From an optimization exercise on the open Yosys and OpenROAD flow, aimed at small area; shortcuts taken in it are not production practice. In this exercise RTL edits were held to simulation tests only and were not proved equivalent to the original. No activity file was given, so power comes from the tool's default toggle rates.

==> design.v <==
typedef struct packed {
    logic [3:0] clkdiv_restart, sm_restart, sm_en;
} ctrl_reg_out_t;
typedef struct packed {
    logic [3:0] tx_empty, tx_full, rx_empty, rx_full;
} fstat_reg_in_t;
typedef struct packed {
    logic [3:0] tx_stall, tx_over, rx_under, rx_stall;
} fdebug_reg_in_t;
typedef struct packed {
    logic [3:0][3:0] rx;
    logic [3:0][3:0] tx;
} flevel_reg_in_t;
typedef struct packed {
    logic [7:0] irq_set, irq_clr;
} irq_reg_in_t;
typedef struct packed {
    logic [3:0] intr_sm, intr_sm_txnfull, intr_sm_rxnfull;
} intr_reg_in_t;
typedef struct packed {
    logic empty, full;
} fifo_status;
typedef enum logic [2:0] {
    JMP = 3'b000,
    WAIT = 3'b001,
    IN = 3'b010,
    OUT = 3'b011,
    PUSH_PULL = 3'b100,
    MOV = 3'b101,
    IRQ = 3'b110,
    SET = 3'b111
} pio_instr_t;
typedef enum logic [2:0] {
    UNCOND = 3'b000,
    X_ZERO = 3'b001,
    X_NZ_DEC = 3'b010,
    Y_ZERO = 3'b011,
    Y_NZ_DEC = 3'b100,
    X_NE_Y = 3'b101,
    PIN = 3'b110,
    OSR_NOT_EMPTY = 3'b111
} jump_cond_t;
typedef enum logic [2:0] {
    OUT_PINS = 3'b000,
    OUT_X = 3'b001,
    OUT_Y = 3'b010,
    OUT_NULL = 3'b011,
    OUT_PINDIRS = 3'b100,
    OUT_PC = 3'b101,
    OUT_ISR = 3'b110,
    OUT_EXEC = 3'b111
} out_dest_t;
typedef enum logic [2:0] {
    MOV_PINS = 3'b000,
    MOV_X = 3'b001,
    MOV_Y = 3'b010,
    MOV_NULL = 3'b011,
    MOV_EXEC = 3'b100,
    MOV_PC = 3'b101,
    MOV_ISR = 3'b110,
    MOV_OSR = 3'b111
} mov_src_dest_t;
typedef enum logic [2:0] {
    SET_PINS = 3'b000,
    SET_X = 3'b001,
    SET_Y = 3'b010,
    SET_PINDIRS = 3'b100
} set_dest_t;
module program_counter #(
    parameter logic [4:0] wrap_top = 5'b00000,
    parameter logic [4:0] wrap_bottom = 5'b11111
    )(
    input logic clk, rst,
    input logic [4:0] jump,
    input logic jump_en,
    input logic pc_en,
    output logic [4:0] pc
    );
    always @(posedge clk or posedge rst) begin
        if (rst) begin
            pc <= wrap_top;
        end else if (pc_en) begin
            if (jump_en) begin
                pc <= jump;
            end else if (pc == wrap_bottom) begin
                pc <= wrap_top;
            end else begin
                pc <= pc + 1;
            end
        end
        else begin
            pc <= pc;
        end
    end
endmodule
module fifo(
    input logic rst, clk,
    input logic[31:0] data_in,
    input logic push_en, pop_en,
    output logic [31:0] data_out,
    output fifo_status status,
    output logic [2:0] fifo_count  
);
assign status.empty = fifo_count == 3'b000;
assign status.full = fifo_count == 3'b100;
logic [31:0] memory [0:3];
logic [1:0] head, tail;
logic can_push, can_pop;
assign can_push = push_en && !status.full;
assign can_pop = pop_en && !status.empty;
always_ff @(posedge clk or posedge rst) begin
    if (rst) begin
        for (int i = 0; i < 4; i = i + 1) begin
            memory[i] <= 32'b0;
        end
        head <= 2'b00;
        tail <= 2'b00;
        data_out <= 32'b0;
    end else begin
        if (can_push) begin
            memory[head] <= data_in;
            head <= head + 1;
        end
        if (can_pop) begin
            data_out <= memory[tail];
            tail <= tail + 1;
        end
    end
end
always_ff @(posedge clk or posedge rst) begin
    if (rst) begin
        fifo_count <= 3'b000;
    end else begin
        if (can_push && can_pop) begin
            fifo_count <= fifo_count;
        end else if (can_push) begin
            fifo_count <= fifo_count + 1;
        end else if (can_pop) begin
            fifo_count <= fifo_count - 1;
        end
    end
end
endmodule
module output_shift_register(
    input logic clk, rst,
    input logic [31:0] data_in,  
    output logic [31:0] osr,  
    output logic [31:0] shift_out,  
    input logic load,  
    input logic shift_en,  
    input logic shiftdir,  
    input logic [5:0] shift_count  
);
logic [31:0] osr_next;
always_comb begin
    if (rst) begin
        shift_out = 32'b0;
        osr_next = 32'b0;
    end else if (load) begin
        osr_next = data_in;
        shift_out = 32'b0;
    end else if (shift_en) begin
        if (shiftdir) begin
            shift_out = (osr << (32 - shift_count)) >> (32 - shift_count);
            osr_next = osr >> shift_count;
        end else begin
            shift_out = (osr >> (32 - shift_count));
            osr_next = osr << shift_count;
        end
    end else begin
        shift_out = 32'b0;  
        osr_next = osr;  
    end
end
always_ff @(posedge clk or posedge rst) begin
    if (rst) begin
        osr <= 32'b0;
    end else begin
        osr <= osr_next;
    end
end
endmodule
module fsm(
    input logic clk, rst,
    input logic external_push_en, external_pop_en,
    input logic [31:0] external_data_in,
    input logic [15:0] instruction,
    output logic [4:0] pc,
    output logic [31:0] external_data_out,
    input logic out_shiftdir,
    input autopull,
    input logic [4:0] pull_thresh,
    output logic [31:0] x, y,
    output logic [31:0] osr_data
    );
    logic [4:0] jump;
    logic jump_en, pc_en;
    program_counter #(
        .wrap_top(5'b00000),
        .wrap_bottom(5'b11111)
    ) program_counter(
        .clk(clk),
        .rst(rst),
        .jump(jump),
        .jump_en(jump_en),
        .pc_en(pc_en),
        .pc(pc)
    );
    logic rx_push_en, tx_pop_en;
    logic [31:0] rx_data_in, tx_data_out;
    fifo_status tx_status, rx_status;
    logic [2:0] tx_fifo_count, rx_fifo_count;
    assign rx_data_in = 32'b0;
    fifo rx_fifo(
        .clk(clk),
        .rst(rst),
        .data_in(rx_data_in),
        .push_en(rx_push_en),
        .pop_en(external_pop_en),
        .data_out(external_data_out),
        .status(rx_status),
        .fifo_count(rx_fifo_count)
    );
    fifo tx_fifo(
        .clk(clk),
        .rst(rst),
        .data_in(external_data_in),
        .push_en(external_push_en),
        .pop_en(tx_pop_en),
        .data_out(tx_data_out),
        .status(tx_status),
        .fifo_count(tx_fifo_count)
    );
    logic [5:0] true_pull_thresh;
    logic [5:0] out_shift_counter;
    logic osr_empty;
    logic [31:0] osr_data_in;
    logic [31:0] osr_shift_out;
    logic osr_load;
    logic out_shift_en;
    logic [4:0] out_shift_count;  
    logic [5:0] true_out_shift_count;
    assign out_shift_count = instruction[4:0];
    assign osr_empty = out_shift_counter >= true_pull_thresh;
    always_comb begin
        if (pull_thresh == 0) true_pull_thresh = 6'd32;
        else true_pull_thresh = {1'b0, pull_thresh};
        if (out_shift_count == 0) true_out_shift_count = 6'd32;
        else true_out_shift_count = {1'b0, out_shift_count};
    end
    output_shift_register osr(
        .clk(clk),
        .rst(rst),
        .data_in(osr_data_in),
        .osr(osr_data),
        .shift_out(osr_shift_out),
        .load(osr_load),
        .shift_en(out_shift_en),
        .shiftdir(out_shiftdir),
        .shift_count(true_out_shift_count)
    );
    always_ff @(posedge clk or posedge rst) begin
        if (rst) begin
            jump <= 5'b0;
            jump_en <= 0;
            pc_en <= 0;
        end
        else begin
            case (instruction[15:13])
                JMP: begin
                    jump <= instruction[4:0];
                    pc_en <= 1;
                    case(instruction[7:5])
                        UNCOND: begin
                            jump_en <= 1;
                        end
                        X_ZERO: begin
                            if (x == 0) jump_en <= 1;
                            else jump_en <= 0;
                        end
                        X_NZ_DEC: begin
                            if (x != 0) jump_en <= 1;
                            else jump_en <= 0;
                        end
                        Y_ZERO: begin
                            if (y == 0) jump_en <= 1;
                            else jump_en <= 0;
                        end
                        Y_NZ_DEC: begin
                            if (y != 0) jump_en <= 1;
                            else jump_en <= 0;
                        end
                        X_NE_Y: begin
                            if (x != y) jump_en <= 1;
                            else jump_en <= 0;
                        end
                        PIN: begin
                            if (1) jump_en <= 1;  
                            else jump_en <= 0;
                        end
                        OSR_NOT_EMPTY: begin
                            if (!osr_empty) jump_en <= 1;
                            else jump_en <= 0;
                        end
                        default: begin
                            jump_en <= 0;
                        end
                    endcase
                end
                WAIT: begin
                    jump_en <= 0;
                    pc_en <= 1;
                end
                OUT: begin
                    if (autopull && osr_empty) begin
                        jump_en <= 0;
                        pc_en <= 0;
                    end else begin
                        jump_en <= 0;
                        pc_en <= 1;
                    end
                end
                PUSH_PULL: begin
                    jump_en <= 0;
                    if (!instruction[7]) begin
                        if (rx_fifo_count == 4 && !external_pop_en) begin
                            if (instruction[5]) begin
                                pc_en <= 0;
                            end else begin
                                pc_en <= 1;
                            end
                        end else begin
                            pc_en <= 1;
                        end
                    end
                    else begin
                        if (tx_fifo_count == 0 && !external_push_en) begin
                            if (instruction[5]) begin
                                pc_en <= 0;
                            end else begin
                                pc_en <= 1;
                            end
                        end else begin
                            pc_en <= 1;
                        end
                    end
                end
                default: begin
                    jump_en <= 0;
                    pc_en <= 1;
                end
            endcase
        end
    end
    always_ff @(posedge clk or posedge rst) begin
        if (rst) begin
            x <= 32'b0;
            y <= 32'b0;
        end else begin
            case (instruction[15:13])
                JMP: begin
                    if (instruction[7:5] == X_NZ_DEC) begin
                        x <= x - 1;
                    end else if (instruction[7:5] == Y_NZ_DEC) begin
                        y <= y - 1;
                    end
                end
                OUT: begin
                    if (instruction[7:5] == OUT_X) begin
                        x <= osr_shift_out;
                    end else if (instruction[7:5] == OUT_Y) begin
                        y <= osr_shift_out;
                    end
                end
                MOV: begin
                    if (instruction[7:5] == MOV_X) begin
                        case (instruction[2:0])  
                            MOV_PINS: begin
                            end
                            MOV_X: begin
                            end
                            MOV_Y: begin
                                x <= y;
                            end
                            MOV_NULL: begin
                                x <= 32'b0;
                            end
                            MOV_EXEC: begin
                            end
                            MOV_PC: begin
                            end
                            MOV_ISR: begin
                            end
                            MOV_OSR: begin
                                x <= osr_data;
                            end
                        endcase
                    end else if (instruction[7:5] == MOV_Y) begin
                        case (instruction[2:0])  
                            MOV_PINS: begin
                            end
                            MOV_X: begin
                                y <= x;
                            end
                            MOV_Y: begin
                            end
                            MOV_NULL: begin
                                y <= 32'b0;
                            end
                            MOV_EXEC: begin
                            end
                            MOV_PC: begin
                            end
                            MOV_ISR: begin
                            end
                            MOV_OSR: begin
                                y <= osr_data;
                            end
                        endcase
                    end
                end
                SET: begin
                    case (instruction[7:5])
                        SET_X: begin
                            x[31:5] <= 27'b0;
                            x[4:0] <= instruction[4:0];
                        end
                        SET_Y: begin
                            y[31:5] <= 27'b0;
                            y[4:0] <= instruction[4:0];
                        end
                        default: begin
                        end
                    endcase
                end
                default: begin
                end
            endcase
        end
    end
    always_ff @(posedge clk or posedge rst) begin
        if (rst) begin
            tx_pop_en <= 0;
            rx_push_en <= 0;
            osr_load <= 0;
            osr_data_in <= 32'b0;
            out_shift_en <= 0;
            out_shift_counter <= 6'b0;
        end else begin
            case (instruction[15:13])
                MOV: begin
                    out_shift_en <= 0;
                    if (instruction[7:5] == MOV_ISR) begin  
                        osr_load <= 0;
                    end
                    else if (instruction[7:5] == MOV_OSR) begin  
                        out_shift_counter <= 6'b0;
                        case (instruction[2:0])  
                            MOV_PINS: begin
                                osr_load <= 0;
                            end
                            MOV_X: begin
                                osr_data_in <= x;
                                osr_load <= 1;
                            end
                            MOV_Y: begin
                                osr_data_in <= y;
                                osr_load <= 1;
                            end
                            MOV_NULL: begin
                                osr_data_in <= 32'b0;
                                osr_load <= 1;
                            end
                            MOV_PC: begin
                                osr_load <= 0;
                            end
                            MOV_ISR: begin
                                osr_load <= 0;
                            end
                            MOV_OSR: begin
                                osr_load <= 0;
                            end
                            default: begin
                                osr_load <= 0;
                            end
                        endcase
                    end
                end
                OUT: begin
                    if (autopull && osr_empty) begin
                        out_shift_en <= 0;
                        if (tx_status.empty && !external_push_en) begin
                            osr_load <= 0;
                        end
                        else begin
                            osr_data_in <= tx_data_out;
                            osr_load <= 1;
                            out_shift_counter <= 6'b0;
                        end
                    end else begin
                        osr_load <= 0;
                        out_shift_en <= 1;
                        if (out_shift_counter + true_out_shift_count >= true_pull_thresh
                            && !(tx_status.empty && !external_push_en)) begin
                            osr_data_in <= tx_data_out;
                            osr_load <= 1;
                            out_shift_counter <= 6'b0;
                        end else begin
                            out_shift_counter <= out_shift_counter + true_out_shift_count;
                        end
                    end
                end
                PUSH_PULL: begin
                    out_shift_en <= 0;
                    if (!instruction[7]) begin
                        osr_load <= 0;
                        if (rx_fifo_count == 4 && !external_pop_en) begin
                            rx_push_en <= 0;
                        end else begin
                            if (instruction[6]  ) begin
                                rx_push_en <= 0;
                            end else begin
                                rx_push_en <= 1;
                            end
                        end
                    end
                    else begin
                        if (tx_status.empty && !external_push_en) begin
                            tx_pop_en <= 0;
                            if (instruction[5]) begin
                                osr_load <= 0;
                            end
                            else begin
                                osr_data_in <= x;
                                osr_load <= 1;
                                out_shift_counter <= 6'b0;
                            end
                        end else begin
                            if (instruction[6] && osr_empty) begin
                                tx_pop_en <= 0;
                                osr_load <= 0;
                            end else begin
                                tx_pop_en <= 1;
                                osr_data_in <= tx_data_out;
                                osr_load <= 1;
                                out_shift_counter <= 6'b0;
                            end
                        end
                    end
                end
                default: begin
                    osr_load <= 0;
                    if (out_shift_counter + true_out_shift_count >= true_pull_thresh
                            && !(tx_status.empty && !external_push_en)) begin
                        osr_data_in <= tx_data_out;
                        osr_load <= 1;
                        out_shift_counter <= 6'b0;
                    end else begin
                        osr_load <= 0;
                        out_shift_en <= 0;
                    end
                end
            endcase
        end
    end
endmodule
==> run.sh <==
#!/bin/bash
# synth_recipe.tcl (not shown) runs the flow's synth.tcl, then flattens the netlist and writes it again
# the make line also repeats each setting of config.mk as NAME=value (left out here)
make -C /OpenROAD-flow-scripts/flow DESIGN_CONFIG=/design/flow/config.mk WORK_HOME=/design/flow/orfs CLKGATE_MAP_FILE= SYNTH_SCRIPT=/design/flow/synth_recipe.tcl finish
==> config.mk <==
export PLATFORM = sky130hd
export DESIGN_NAME = fsm
export DESIGN_NICKNAME = fsm
export VERILOG_FILES = /design/flow/design.v
export SDC_FILE = /design/flow/constraint.sdc
export NUM_CORES = 4
export LEC_CHECK = 0
export CAP_MARGIN = 20
export CORE_MARGIN = 2
export CORE_UTILIZATION = 40
export SLEW_MARGIN = 20
==> constraint.sdc <==
create_clock -name core_clock -period 6.0 [get_ports {clk}]
set_input_delay 1.2000 -clock core_clock [delete_from_list [all_inputs] [get_ports {clk}]]
set_output_delay 1.2000 -clock core_clock [all_outputs]
set_load 0.01 [all_outputs]
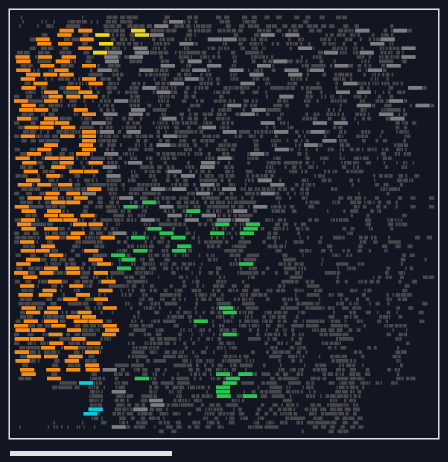
(images/by_instance.png)
Bar = 100 µm. Other sequential cells in the stronger gray, the rest of the logic in the fainter gray.
| scope | color | placed flops |
|---|---|---|
| program_counter | yellow | 5 |
| osr | green | 32 |
| rx_fifo | cyan | 3 |
| tx_fifo | orange | 167 |
fin cells: 4,176
Final Core Density: 46.37%

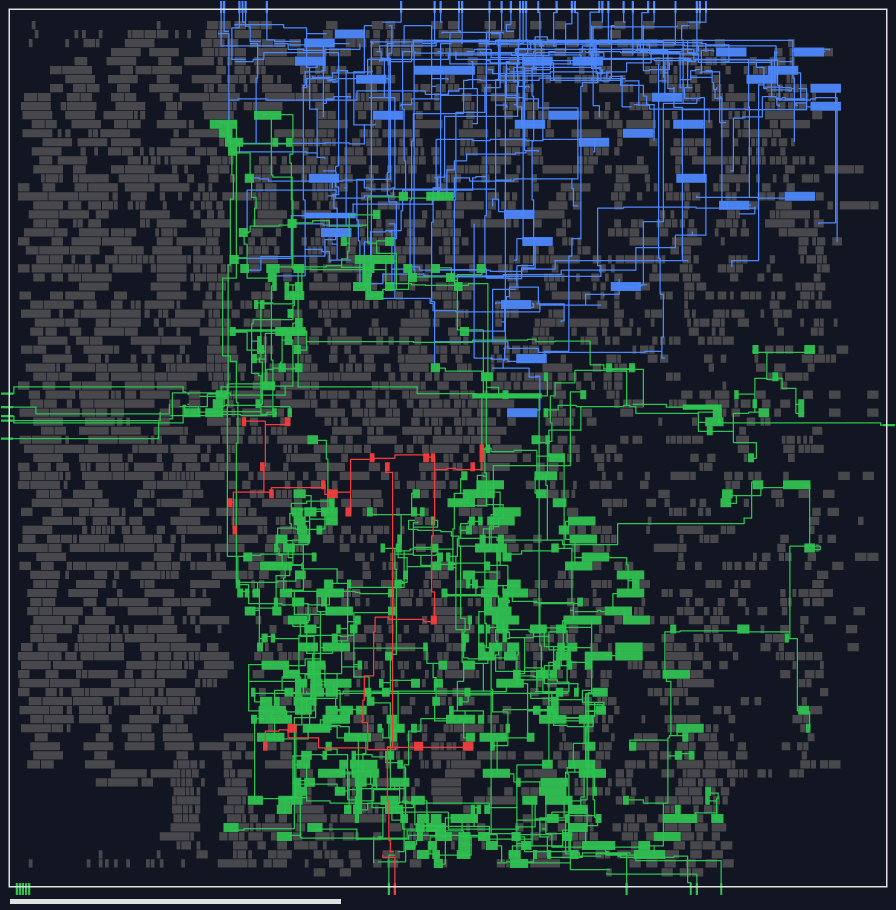
(images/io_fan.png)
Bar = 100 µm.
| port | color | direction | end cells | buffers | wire |
|---|---|---|---|---|---|
| y | blue | output | 32 | 41 | 6,350 µm |
| instruction | green | input | 449 | 25 | 7,400 µm |
| rst | red | input | 21 | 2 | 484 µm |
PortBufs: 154
I/O pin count: 192

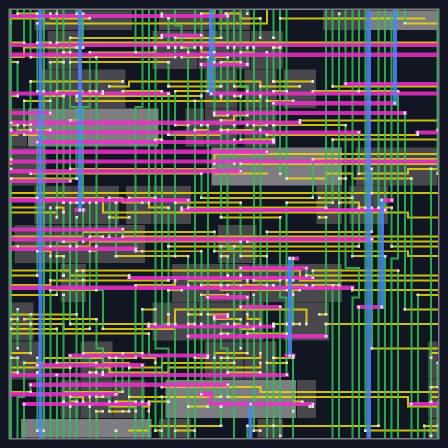
(images/detail.png)
Window x 117 to 147, y 170 to 200 µm. Cells in gray, sequential cells in the stronger gray; small squares are vias.
| layer | color |
|---|---|
| metal 1 | yellow |
| metal 4 | blue |
| metal 3 | magenta |
| metal 2 | green |
cells with their middle in the window: 58
most frequent: a31oi_1 (9), nor3b_1 (6), o22ai_1 (6)
sequential cells in the window: 5
netlist names of flops here include: osr_data_in (4), x (1)

==> impl_metrics.ini <==
[finish]
drive_gt1_share_pct = 18.01
multi_input_area_um2 = 17550
layout.nonclk_buf_share_pct = 9.639
sh_seq_area_pct = 25.72
nMultiInputCombCells = 2521
buffers_excl_clock = 341
final_cell_mix = 320 x dfrtp_1, 278 x nand2_1, 277 x nor2_1
design.seq.count = 320
n_all_inverters = 48
final_nets = 3363
antenna_cells = 5
largest_cell_class = multi-input combinational cells
clockBufferCount = 54
layout_commonest_cell = dfrtp_1
seqCellArea_um2 = 8008
top_register = tx_fifo.memory
largest_reg_flops = 128

[route]
top_layer = met5
dr_wl_met3_um = 12380
drc = 0
num_vias = 29098
first_pass_iters = 6
drt_iter0_markers = 3752
drtAntennaViolNets = 0
route.met2.wl_um = 59080
wire_per_inst_um = 31.32
met1_length_um = 51280

[worst_hold_path]
worstHoldPathType = flip-flop to flip-flop
hold_depth = 1
hold_end = tx_fifo.memory[2][24]$_DFFE_PP0P_

[logic_synthesis]
synth.cell_area_um2 = 27100
netlist_instances = 3232
yosys.area_share.simple_pct = 16.52
synth_top_family_by_area = compound AO/OA/AOI/OAI gates
yosysTopAreaCell = dfrtp_1
synth_cell_type_count = 94
synth_commonest_cells = 320 x dfrtp_1, 280 x nand2_1, 280 x nor2_1
yosysTopAreaCellShare_pct = 29.54
synthFlopType = dfrtp_1
syn_avg_cell_area_um2 = 8.386
synth_mux_area_share_pct = 16.59
yosysSeqAreaShare_pct = 29.54
synthAdderAreaFrac_pct = 1.606
async_reset_ff_share_pct = 100.0
synth_most_common_cell = dfrtp_1

[setup_path]
regToRegEndpoint = jump_en$_DFF_PP0_
path_depth = 15
cp-end-kind = flip-flop
cp_max_fo = 29
worstSetupPathType = input pin to flip-flop
crit_slowest_cell = a2111oi_0
crit_arrival_ns = 5.40
r2r-start = y[0]$_DFFE_PP0P_
cp-startpoint = instruction[1]
ff2ff_setup_slack_ns = 1.60
endpoint = y[15]$_DFFE_PP0P_
path_buf_inv = 4

[floorplan]
die_area_um2 = 69860
num_tap_cells = 873
core_area_um2 = 67160
rows = 95
die_x_um = 264.3

[cts]
clk_pin_slew_ns = 0.06
cts-resized-gates = 0
cts-buffers-inserted = 39
cts-hold-fix-buffers = 0
clkSinkCount = 320
worstSkewPairLatency_ns = 0.58
htreeDepth = 2
root_buffer = clkbuf_16

[sta]
fin_ws_ns = 1.026
maxSlewHeadroom_pct = 18.54
holdWs_ns = 0.5038
fin_skew_ns = 0.03079
post-route-period-util_pct = 82.91
drv_slew = 0
final-setup-viol-count = 0
tns_ns = 0

[pwr]
power_leader = combinational cells
swShare_pct = 46.33
power_density_nw_per_um2 = 453.1
ir_drop_uv = 378.1
switching_power_uw = 6537
pg_clk_uw = 2410
pwr-share-clk_pct = 17.1
internal-power_uw = 7574
finalPower_uw = 14110
p_comb_share_pct = 51.9
powerSeq_uw = 4370
p_leak_uw = 0.01222

[place]
place_hpwl_um = 94100
dpl.cell_count = 4103
place_area_um2 = 29830
preCtsSetupSlack_ns = 0.5164
gp_congestion = 0.9968

[global_route]
antenna_found_initial = 6
grt_max_degree = 126
grt-busiest-layer = met2
grt_pass1_vias = 28006
use_met3_pct = 7.233
met1_usage_pct = 47.20

[run_status]
status = timing/DRC/antenna clean

==> static timing again, ports no longer ideal <==
In the flow no input, the clock included, has a driving cell. The finished layout below was timed again as built, in two steps. Step 1 assumes that a clkbuf_16 drives the clock port and a buf_2 every other input. Step 2 also shifts input and output timing later by t, the mid clock arrival at the registers, as if the neighbouring blocks saw the same clock. Three values: no drivers, after step 1, after step 2; two values: the first two.
t (ns): 0.629
setup WS [ns]: 1.026 / 1.050 / 0.421
worst setup path after step 2: input to register
worst register clock-pin slew, ns: 0.06 / 0.06
worst data-port slew with drivers (ns): 0.08
After both steps this run still meets setup and hold. For this run, drivers alone change the setup slack by +0.024 ns; drivers and shift together by -0.605 ns.
